Context: an optimization exercise on an open-source flow, tuned for small area and a short achievable clock period. The choices shown serve that exercise and are no tape-out recipe. The RTL was checked by simulation tests, not by an equivalence proof against the original design. Some runs may be left out. An edit can pass the tests and still lose a function that they never use.

Fig. 1: run 1, signal wires by layer
The bar under the picture is 100 um long.
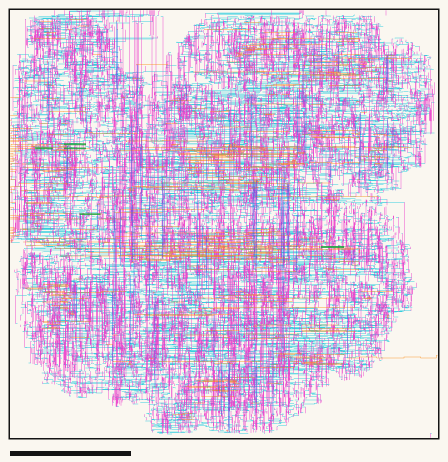
Fig. 2: run 1, the clock network
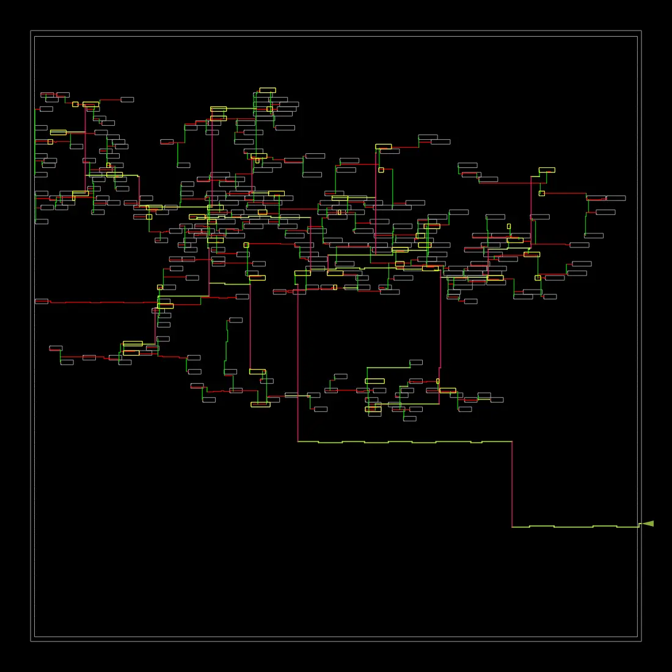
Fig. 3: run 1, cells coloured by class
The bar under the picture is 100 um long.
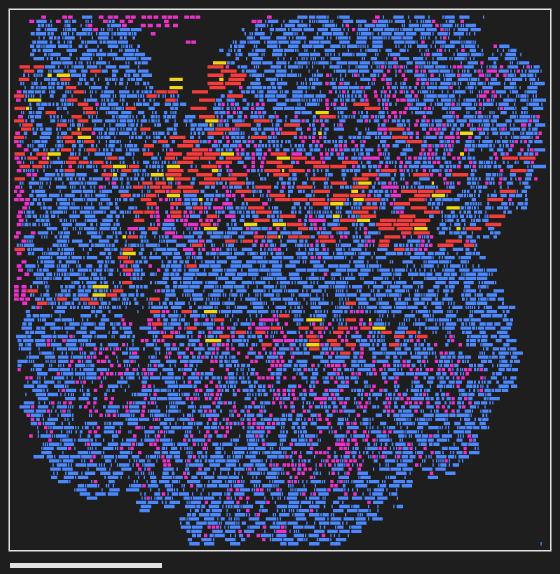
$ cat design/flow/design.v
`timescale 1ns / 1ps
module diverge_sq16(
	input  [15:0] a,
	output [27:0] p
	);
	wire signed [15:0] s = a;
	wire signed [31:0] q = s * s;
	assign p = q[27:0];
endmodule
module diverge_sq15(
	input  [14:0] a,
	output [26:0] p
	);
	wire signed [14:0] s = a;
	wire signed [29:0] q = s * s;
	assign p = q[26:0];
endmodule
`timescale 1ns / 1ps
module fractal(
input Clk_100M, reset,
input [15:0]startX,  
input [15:0]startY,
input [15:0]stepX,  
input [15:0]stepY,
output [7:0] divOut,
output [18:0] addr_w,
output wire display,
output wire wea
    );
reg [2:0]  cc;
reg [9:0]  colCount;
reg [8:0]  rowCount;
reg        tempGo;
reg [15:0] xRegTemp;
reg [15:0] yRegTemp;
reg [15:0] xReg1;
reg [15:0] yReg1;
reg [18:0] currAddr;
wire load = (cc == 3'd5);
always @(posedge Clk_100M) begin
	if (reset) begin
		cc       <= 3'd0;
		colCount <= 10'd0;
		rowCount <= 9'd0;
		tempGo   <= 1'b0;
		xRegTemp <= 16'd0;
		yRegTemp <= 16'd0;
		xReg1    <= 16'd0;
		yReg1    <= 16'd0;
		currAddr <= 19'd0;
	end else begin
		cc <= load ? 3'd0 : cc + 3'd1;
		if (load) begin
			xRegTemp <= stepX * colCount;
			yRegTemp <= stepY * rowCount;
			xReg1    <= startX + xRegTemp;
			yReg1    <= startY + yRegTemp;
			currAddr <= {rowCount, 9'd0} + {2'd0, rowCount, 7'd0} + {9'd0, colCount};
			if (colCount == 10'd639) begin
				colCount <= 10'd0;
				tempGo   <= 1'b1;
				rowCount <= (rowCount == 9'd479) ? 9'd0 : rowCount + 9'd1;
			end else begin
				colCount <= colCount + 10'd1;
			end
		end
	end
end
assign addr_w  = currAddr;
assign display = tempGo;
assign wea     = 1'b1;
function inrange;
	input [15:0] v;
	inrange = (v[15:13] == 3'b000) | (v[15:13] == 3'b111) | (v == 16'h2000);
endfunction
reg [15:0] mx, my;
reg        mEsc;
reg [2:0]  mIdx;
wire        first = (cc == 3'd0);
wire [15:0] ux = first ? xReg1 : mx;
wire [15:0] uy = first ? yReg1 : my;
wire        uEsc = first ? 1'b0 : mEsc;
wire [14:0] uX = ux[14:0];
wire [14:0] uY = uy[14:0];
wire [15:0] uT = {uX[14], uX} + {uY[14], uY};
wire [26:0] uX2, uY2;
wire [27:0] uT2;
diverge_sq15 sqx(.a(uX), .p(uX2));
diverge_sq15 sqy(.a(uY), .p(uY2));
diverge_sq16 sqt(.a(uT), .p(uT2));
wire [27:0] uS  = {1'b0, uX2} + {1'b0, uY2};
wire        uOut = ~inrange(ux) | ~inrange(uy) | (uS > 28'h400_0000);
wire [27:0] uDx = {1'b0, uX2} - {1'b0, uY2} + {xReg1, 12'd0};
wire [27:0] uDy = uT2 - uS + {yReg1, 12'd0};
always @(posedge Clk_100M) begin
	mx <= uDx[27:12];
	my <= uDy[27:12];
	if (!uEsc) mIdx <= cc;
	mEsc <= uEsc | uOut;
end
reg [15:0] cxT, cyT;      
reg [15:0] tA;            
reg [15:0] tB;            
reg [15:0] tX;            
reg [27:0] acc;           
reg        tEsc;
reg [2:0]  tIdx;
reg        resEsc;
reg [2:0]  resIdx;
reg        outEsc;
reg [2:0]  outIdx;
reg [15:0] sIn;
always @(*) begin
	case (cc)
		3'd0:    sIn = {mx[14], mx[14:0]};
		3'd1:    sIn = {tA[14], tA[14:0]};
		3'd2:    sIn = tB;
		3'd3:    sIn = {tX[14], tX[14:0]};
		default: sIn = {tA[14], tA[14:0]};
	endcase
end
wire [27:0] sq;
diverge_sq16 sqtail(.a(sIn), .p(sq));
wire [27:0] tS  = acc + sq;                        
wire        tBig = tS > 28'h400_0000;
wire [27:0] tDx = acc - sq + {cxT, 12'd0};         
wire [27:0] tDy = acc + sq;                        
always @(posedge Clk_100M) begin
	if (load) begin
		cxT <= xReg1;
		cyT <= yReg1;
	end
	case (cc)
		3'd0: begin
			acc  <= {1'b0, sq[26:0]};
			tA   <= my;
			tB   <= {mx[14], mx[14:0]} + {my[14], my[14:0]};
			tEsc <= mEsc | ~inrange(mx) | ~inrange(my);
			tIdx <= mEsc ? mIdx : 3'd6;
		end
		3'd1: begin
			tX   <= tDx[27:12];
			acc  <= {cyT, 12'd0} - tS;
			tEsc <= tEsc | tBig;
		end
		3'd2: begin
			tA   <= tDy[27:12];
		end
		3'd3: begin
			acc  <= {1'b0, sq[26:0]};
			if (!tEsc) tIdx <= 3'd7;
			tEsc <= tEsc | ~inrange(tX) | ~inrange(tA);
		end
		3'd4: begin
			resEsc <= tEsc | tBig;
			resIdx <= tIdx;
		end
		default: ;
	endcase
	if (cc == 3'd3) begin
		outEsc <= resEsc;
		outIdx <= resIdx;
	end
end
assign divOut = outEsc ? {5'd0, outIdx} : 8'd100;
endmodule
$ cat design/flow/run.sh
#!/bin/bash
# synth_recipe.tcl (not shown) runs the flow's synth.tcl, then flattens the netlist and writes it again
# the make line also repeats each setting of config.mk as NAME=value (left out here)
make -C /OpenROAD-flow-scripts/flow DESIGN_CONFIG=/design/flow/config.mk WORK_HOME=/design/flow/orfs CLKGATE_MAP_FILE= SYNTH_SCRIPT=/design/flow/synth_recipe.tcl finish
$ cat design/flow/config.mk
export PLATFORM = sky130hd
export DESIGN_NAME = fractal
export DESIGN_NICKNAME = fractal
export VERILOG_FILES = /design/flow/design.v
export SDC_FILE = /design/flow/constraint.sdc
export NUM_CORES = 4
export LEC_CHECK = 0
export CAP_MARGIN = 20
export CORE_MARGIN = 2
export CORE_UTILIZATION = 45
export SLEW_MARGIN = 20
$ cat design/flow/constraint.sdc
create_clock -name core_clock -period 11.0 [get_ports {Clk_100M}]
set_input_delay 2.2000 -clock core_clock [delete_from_list [all_inputs] [get_ports {Clk_100M}]]
set_output_delay 2.2000 -clock core_clock [all_outputs]
set_load 0.01 [all_outputs]
==> results.cfg, run 1 <==
[status]
status = failed layout checks
check.faults = negative setup slack

[critical_path]
cp.required_ns = 11.55
cp_slowest_cell = fa_1
end_kind = flip-flop
path_max_fanout = 9
startpoint_type = flip-flop
reg2reg_depth = 52
crit_type = flip-flop to flip-flop
cp_common_cell = fa_1
max_stage_delay_ns = 0.52
crit_arrival_ns = 12.73

[die]
die_h_um = 354.2
fp.dieArea_um2 = 125500
io_pins = 95
die_w_um = 354.2
initial_core_util_pct = 45.35

[final_layout]
drive_gt1_share_pct = 18.03
area_delta_synth_final_pct = 21.74
ff_latch_area_um2 = 6479
final_common_cell = inv_1
layout_common_cells = inv_1, fa_1, buf_4, nand2_1, ha_1
final_nets = 8640
antenna_cells = 0
multi_input_area_um2 = 44210
fillers = 11230

[clock_tree]
cts_tree = built
cts.clk_slew.worst_paths_ns = 0.08
htreeDepth = 1
cts_root_buf = clkbuf_16
max-clock-path-buffers = 3
hold_buffers = 0

[timing]
post-route-period-util_pct = 110.7
fin_worst_skew_ns = 0.02986
fin_crit_ns = 12.18
fmax_mhz = 82.13
setup_tns_ns = -6.669
relSlewSlack_pct = 29.24
setup_ws_ns = -1.177
worst_pin_slew_ns = 1.053
slew_violations = 0
hold_viol_final = 0
setup_viol = 10
rsz0062_at_grt = true

[min_path]
hold_class = flip-flop to flip-flop
hold_depth = 0

[yosys]
synth-async-reset-ratio_pct = 0
yosys_warnings = 1
synthFlopType = dfxtp_1
yosysSeqAreaShare_pct = 11.73
synth_edf_count = 123
synthCells = 6138
syn_area_per_cell_um2 = 8.993
synth_seq_cells = 262
yosysUniqueCellTypes = 96
synth_area_um2 = 55200

[routing]
wl_um = 160000
wl_per_cell_um = 18.53
viasPerCell = 5.082
num_vias = 43890
drt_iter0_drc = 2892
antenna_left = 0
drc = 0
drtPass1Iterations = 6

[placed_design]
io_buffer_count = 90
dp_hpwl_um = 135800
place_congestion = 0.9388
place_area_um2 = 64280

[global_routing]
grt_max_degree = 64
overflow = 0
grt_pass1_vias = 46180
grt_first_pass_wirelength_um = 253900
grt_use_total_pct = 25.85
antenna_found_initial = 5

[job]
drv_cap = 0
## Picture notes: Fig. 1
layer	colour	wire length
metal 2	magenta	75.3 mm
metal 4	blue	3330 um
metal 3	orange	9890 um
metal 5	green	79.1 um
metal 1	cyan	71.4 mm

## Picture notes: Fig. 2
cts bufs inserted: 29
latest clock arrival within the worst-skew pair: 0.62 ns
CTS sink count: 262

## Picture notes: Fig. 3
class	colour	cells	share of their area
sequential cells	red	262	9.9%
combinational and other logic	blue	5715	76%
clock drivers and dummy loads	yellow	54	1.6%
remaining buffers and delay cells	magenta	981	12%
post-route cell area: 67200 um^2
Rows: 128
Core Area: 121700 um^2

==> run 1: layout make-up <==
cell class / instances / share of cell area [%]
Clock buffer: 37 / 1.216
Tap cell: 1625 / 3.026
Inverter: 1432 / 8.064
Timing Repair inverter: 1 / 0.02420
Timing Repair Buffer: 981 / 11.93
Sequential cell: 262 / 9.641
Multi-Input combinational cell: 4282 / 65.79
Clock inverter: 17 / 0.3035
==> run 1: cells by family (layout without fill, tap and decap cells) <==
group,after synthesis,after routing,synth area share [%]
other cells,2,4,0.01360
compound gates,764,764,8.971
simple gates,1524,1524,12.36
buf+inv,1596,2468,10.91
flops,262,262,11.73
mux,35,35,0.6369
xor+xnor,370,370,5.975
fa+ha+maj,1585,1585,49.40
==> run 1: Yosys cell counts (34+ instances only) <==
library cell	n	area [um^2]
fa_1	991	19840
nor2_1	393	1475
o21ai_0	136	680.7
mux2i_1	34	340.3
nor3_1	81	405.4
inv_1	1400	5255
nand2b_1	48	300.3
a21oi_1	259	1296
clkbuf_1	148	555.5
dfxtp_1	139	2783
nand3_1	46	230.2
edfxtp_1	123	3694
nand2_1	667	2504
xor2_1	104	910.9
a21o_1	96	720.7
o21a_1	35	262.8
ha_1	594	7432
xnor2_1	260	2277
and2_1	136	850.8
==> run 1: flip-flops by register name (all words and copies together), names as in the netlist, 3 cells and up <==
| name | flops |
|---|---|
| resIdx | 3 |
| rowCount | 9 |
| tX | 16 |
| outIdx | 3 |
| cc | 3 |
| cxT | 16 |
| yRegTemp | 16 |
| yReg1 | 16 |
| tB | 16 |
| cyT | 16 |
| xReg1 | 16 |
| my | 16 |
| currAddr | 19 |
| tIdx | 3 |
| acc | 28 |
| mIdx | 3 |
| xRegTemp | 16 |
| mx | 16 |
| tA | 16 |
| colCount | 10 |
==> run 1: repair_timing <==
action                     CTS  global route
resized for setup          159           142
cloned                       4             1
setup buffers               24            22
pin swaps                   58            78
setup endpoints to repair   24            23
==> run 1: worst max-delay path: cells and delay by family (launching register included) <==
| kind | cells | cell delay [ns] |
|---|---|---|
| AOI/OAI and AO/OA | 9 | 1.83 |
| and+or+nand+nor | 6 | 0.54 |
| muxes | 1 | 0.29 |
| buffers and inverters | 12 | 1.24 |
| adders and majority gates | 15 | 6.37 |
| DFF | 1 | 0.32 |
| xor gates and xnor gates | 9 | 1.48 |
==> run 1: routing by layer <==
layer  GRT usage (%)  share of wire [%]  up-vias
li1                -                  -    20690
met1           36.12                 45    21970
met2           42.87                 47     1033
met3           3.902                6.2      188
met4           4.932                2.1       10
met5               0              0.049        -
==> run 1: worst paths after layout <==
check | startpoint | endpoint | slack, ns
setup reg to reg | cc[1]$_SDFF_PP0_ | my[15]$_DFF_P_ | -1.18
setup / recovery | cc[1]$_SDFF_PP0_ | my[15]$_DFF_P_ | -1.18
hold / removal | resIdx[1]$_DFFE_PN_ | outIdx[1]$_DFFE_PN_ | 0.43
hold reg to reg | resIdx[1]$_DFFE_PN_ | outIdx[1]$_DFFE_PN_ | 0.43
==> run 1: metrics by stage <==
stage          utilization [%]  cells  worst slack (ns)  hold slack [ns]
6_report                 55.21   8637            -1.177           0.4283
5_1_grt                  55.21   8637            -1.664           0.4364
4_1_cts                  54.54   8615            -1.149           0.4287
3_5_place_dp             52.81   8533            -1.740           0.4080
3_3_place_gp             52.81   8533            -1.718           0.4051
2_1_floorplan                -   6140           -0.7175           0.4003
## Run 2: large edit since run 1, in outline
design/flow/design.v: 166 -> 1761 lines; modules unchanged: 0
  diverge_pipe: new, 1151 lines
  diverge_tail: new, 469 lines
  fractal: edited, 148 -> 139 lines
  removed: diverge_sq16, diverge_sq15
==> module fractal as of run 2 <==
module fractal(
input Clk_100M, reset,
input [15:0]startX,  
input [15:0]startY,
input [15:0]stepX,  
input [15:0]stepY,
output [7:0] divOut,
output [18:0] addr_w,
output wire display,
output wire wea
    );
reg [2:0]  cc;
reg [9:0]  colCount;
reg [8:0]  rowCount;
reg        tempGo;
reg [15:0] xRegTemp;
reg [15:0] yRegTemp;
reg [15:0] xReg1;
reg [15:0] yReg1;
reg [18:0] currAddr;
wire load = (cc == 3'd5);
always @(posedge Clk_100M) begin
	if (reset) begin
		cc       <= 3'd0;
		colCount <= 10'd0;
		rowCount <= 9'd0;
		tempGo   <= 1'b0;
		xRegTemp <= 16'd0;
		yRegTemp <= 16'd0;
		xReg1    <= 16'd0;
		yReg1    <= 16'd0;
		currAddr <= 19'd0;
	end else begin
		cc <= load ? 3'd0 : cc + 3'd1;
		if (load) begin
			xRegTemp <= stepX * colCount;
			yRegTemp <= stepY * rowCount;
			xReg1    <= startX + xRegTemp;
			yReg1    <= startY + yRegTemp;
			currAddr <= {rowCount, 9'd0} + {2'd0, rowCount, 7'd0} + {9'd0, colCount};
			if (colCount == 10'd639) begin
				colCount <= 10'd0;
				tempGo   <= 1'b1;
				rowCount <= (rowCount == 9'd479) ? 9'd0 : rowCount + 9'd1;
			end else begin
				colCount <= colCount + 10'd1;
			end
		end
	end
end
assign addr_w  = currAddr;
assign display = tempGo;
assign wea     = 1'b1;
function inrange;
	input [15:0] v;
	inrange = (v[15:13] == 3'b000) | (v[15:13] == 3'b111) | (v == 16'h2000);
endfunction
reg [15:0] mx, my;
reg        mEsc;
reg [2:0]  mIdx;
wire        first = (cc == 3'd0);
wire [15:0] ux = first ? xReg1 : mx;
wire [15:0] uy = first ? yReg1 : my;
wire        uEsc = first ? 1'b0 : mEsc;
wire        uBig;
wire [15:0] unx, uny;
diverge_pipe step(.X(ux[14:0]), .Y(uy[14:0]), .cx(xReg1), .cy(yReg1),
	.big(uBig), .nx(unx), .ny(uny));
always @(posedge Clk_100M) begin
	mx <= unx;
	my <= uny;
	if (!uEsc) mIdx <= cc;
	mEsc <= uEsc | uBig | ~inrange(ux) | ~inrange(uy);
end
reg [15:0] cxT, cyT;      
reg [15:0] tA;            
reg [15:0] tB;            
reg [15:0] tX;            
reg [27:0] acc;
reg        tEsc;
reg [2:0]  tIdx;
reg        resEsc;
reg [2:0]  resIdx;
reg        outEsc;
reg [2:0]  outIdx;
reg [15:0] sIn;
always @(*) begin
	case (cc)
		3'd0:    sIn = {mx[14], mx[14:0]};
		3'd2:    sIn = tB;
		3'd3:    sIn = {tX[14], tX[14:0]};
		default: sIn = {tA[14], tA[14:0]};
	endcase
end
wire        accOn = (cc == 3'd1) | (cc == 3'd4);
wire [27:0] e1;
wire [15:0] e2;
diverge_tail tail(.a(sIn), .acc1(accOn ? acc : 28'd0), .acc2(acc),
	.c((cc == 3'd1) ? cxT : cyT), .e1(e1), .e2(e2));
wire        tBig = e1 > 28'h400_0000;
always @(posedge Clk_100M) begin
	if (load) begin
		cxT <= xReg1;
		cyT <= yReg1;
	end
	case (cc)
		3'd0: begin
			acc  <= e1;
			tA   <= my;
			tB   <= {mx[14], mx[14:0]} - {my[14], my[14:0]};
			tEsc <= mEsc | ~inrange(mx) | ~inrange(my);
			tIdx <= mEsc ? mIdx : 3'd6;
		end
		3'd1: begin
			tX   <= e2;
			acc  <= e1;
			tEsc <= tEsc | tBig;
		end
		3'd2: begin
			tA   <= e2;
		end
		3'd3: begin
			acc  <= e1;
			if (!tEsc) tIdx <= 3'd7;
			tEsc <= tEsc | ~inrange(tX) | ~inrange(tA);
		end
		3'd4: begin
			resEsc <= tEsc | tBig;
			resIdx <= tIdx;
		end
		default: ;
	endcase
	if (cc == 3'd3) begin
		outEsc <= resEsc;
		outIdx <= resIdx;
	end
end
assign divOut = outEsc ? {5'd0, outIdx} : 8'd100;
endmodule
==> results.cfg, run 2 <==
[yosys]
yosysTopAreaCellShare_pct = 30.80
synth-async-reset-ratio_pct = 0
yosysSeqAreaShare_pct = 15.86
syn_area_per_cell_um2 = 8.817
yosysUniqueCellTypes = 93
synth_edf_count = 123
synth_area_um2 = 40820
yosys.area.top_type = fa_1
synthCells = 4630
synth.most_common_cell = inv_1
yosys_warnings = 1
synth_seq_cells = 262
yosys-top-cells-area = fa_1, ha_1, edfxtp_1
synth_commonest_cells = inv_1, fa_1, nand2_1, nor2_1, ha_1
synthFlopType = dfxtp_1

[die]
die_w_um = 305.2
initial_core_util_pct = 45.35
core_area_um2 = 90010
rows = 110
io_pins = 95
die_h_um = 305.2

[timing]
setup_ws_ns = 0.7469
slew_violations = 0
worst_pin_slew_ns = 1.154
fin_crit_ns = 10.25
rsz0062_at_grt = false
setup_tns_ns = 0
hold_viol_final = 0
post-route-period-util_pct = 93.21
fmax_mhz = 97.53
relSlewSlack_pct = 23.09
setup_viol = 0

[final_layout]
design_area_um2 = 44430
drive_gt1_share_pct = 4.679
top_register = acc
final_common_cell = inv_1
ff_latch_area_um2 = 6476
fillers = 8779
largest_register_ff_count = 28
final_nets = 5763
area_delta_synth_final_pct = 8.833
top_regs = acc x28, currAddr x19

[placed_design]
place_area_um2 = 43250
place_congestion = 1.006
pre_cts_ws_ns = 0.5711
dp_hpwl_um = 94930

[clock_tree]
cts_tree = built
insertion_delay_ns = 0.56
htreeDepth = 2
cts_root_buf = clkbuf_16
clock_sinks = 262
max-clock-path-buffers = 3

[min_path]
hold_class = flip-flop to flip-flop

[global_routing]
grt_max_degree = 83
grt_first_pass_wirelength_um = 183100
grt_pass1_vias = 32210
grt_use_total_pct = 25.23
antenna_found_initial = 7
overflow = 0

[status]
status = no timing/DRC/antenna violations

[routing]
wl_um = 114700
viasPerCell = 5.330
drt_iter0_drc = 2404
drtPass1Iterations = 8
drc = 0
antenna_left = 0
num_vias = 31450
wl_per_cell_um = 19.43

[critical_path]
end_kind = flip-flop
crit_type = flip-flop to flip-flop
cp_slowest_cell = fa_1
max_stage_delay_ns = 0.54
startpoint_type = flip-flop
cp_common_cell = fa_1
cp.required_ns = 11.45
path_max_fanout = 25

[job]
drv_cap = 0
run 2: cell type report:
type	count	share of cell area, %
clock buffers	44	2.188
diodes	1	0.005632
multi-input cells	3300	68.23
flip-flops and latches	262	14.58
repair buffers	173	3.424
inverters	926	7.834
clock inverters	18	0.4337
well taps	1176	3.312
run 2: final timing paths:
kind	from	endpoint	slack, ns	cells past startpoint
setup / recovery	cc[0]$_SDFF_PP0_	my[15]$_DFF_P_	0.75	41
hold / removal	resIdx[0]$_DFFE_PN_	outIdx[0]$_DFFE_PN_	0.42	0
setup reg to reg	cc[0]$_SDFF_PP0_	my[15]$_DFF_P_	0.75	41
hold reg to reg	resIdx[0]$_DFFE_PN_	outIdx[0]$_DFFE_PN_	0.42	0
run 2: worst max-delay path, delay by kind of cell (launching register included):
kind                       cells  cell delay [ns]
buffers and inverters          8             0.76
xor gates and xnor gates       2             0.50
and+or+nand+nor                9             1.38
AOI/OAI and AO/OA             12             2.67
adders and majority gates     10             4.40
DFF                            1             0.42
run 2: per-stage QoR:
stage          utilization [%]  hold WS (ns)  std cells
6_report                 49.36        0.4167       5900
3_3_place_gp             48.04        0.4048       5837
4_1_cts                  49.34        0.4191       5899
5_1_grt                  49.36        0.4271       5899
2_1_floorplan                -        0.4003       4632
3_5_place_dp             48.05        0.4045       5837
run 2: metal layers:
layer	share of wire, %	routed length, um	GRT usage, %
met2	47	54210	41.97
met4	2.7	3100	6.060
met5	0.078	89	0
met3	6.9	7955	4.319
met1	43	49310	34.35
run 2: logic make-up after synthesis:
| logic type | after synthesis | share of synthesized area, % |
|---|---|---|
| XOR/XNOR | 252 | 5.538 |
| flip-flops | 262 | 15.86 |
| multiplexers | 49 | 1.345 |
| buffers and inverters | 1070 | 10.00 |
| adder cells (fa/ha/maj) | 1000 | 42.20 |
| AND/OR/NAND/NOR | 1384 | 15.24 |
| AO/OA/AOI/OAI | 611 | 9.789 |
| other | 2 | 0.01840 |
run 2: timing repair:
action                     4_1_cts  5_1_grt
setup endpoints to repair        0        3
gates resized for setup          0        3
buffers inserted                 0        0
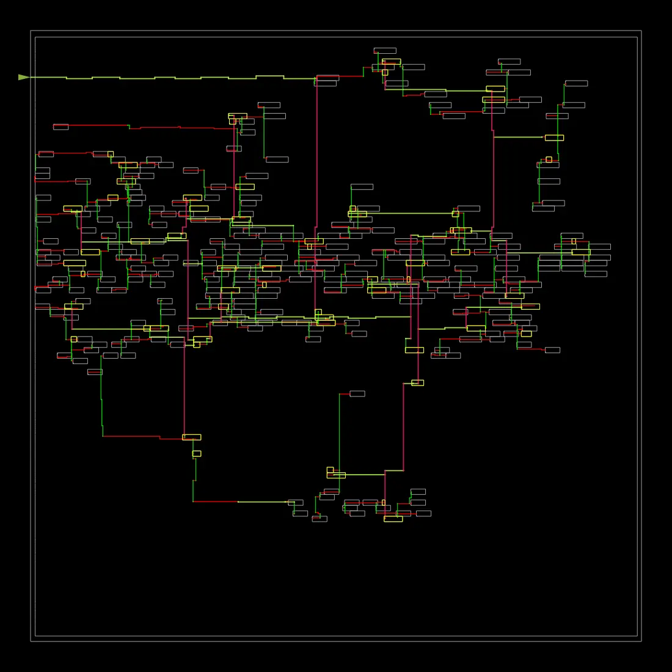
Fig. 4. The clock network (run 2).
Seq Cell Count: 262
cts bufs inserted: 34
skew final: 0.02142 ns

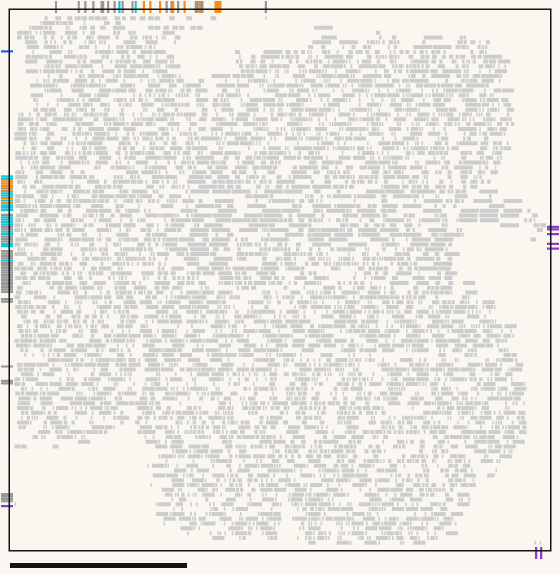
Fig. 5. Pin map (run 2).
The bar under the picture is 100 um long. Pins as bars across the die edge, other pins in grey.
port	colour	pins	direction	edge
divOut	purple	8	output	5 right, 2 bottom, 1 left
addr_w	cyan	19	output	17 left, 2 top
startY	orange	16	input	10 top, 6 left
Clk_100M	blue	1	input	left
all pins by edge	58 left, 30 top, 5 right, 2 bottom

separate check: timing with driven ports:
Ports are ideal in the flow. The routed layouts listed here were re-timed in OpenROAD.
Step 1 (the two cells are an assumption about what drives the block):
set clk [get_ports {Clk_100M}]
set_driving_cell -lib_cell sky130_fd_sc_hd__clkbuf_16 $clk
set_driving_cell -lib_cell sky130_fd_sc_hd__buf_2 [delete_from_list [all_inputs] $clk]
Step 2 times the ports against the registers' clock, not the clock port: input delays grow and output delays shrink by t, the midpoint of the rising clock arrivals with the driver on.
Three values: ideal ports, drivers, drivers and shift; two values: the first two.
run	t, ns	setup slack, ns	worst setup path at the end	latest minus earliest clock arrival (ns)
run 1	0.681	-1.177 / -1.177 / -1.177	register to register	0.031 / 0.031
run 2	0.615	0.747 / 0.747 / 0.747	register to register	0.021 / 0.022
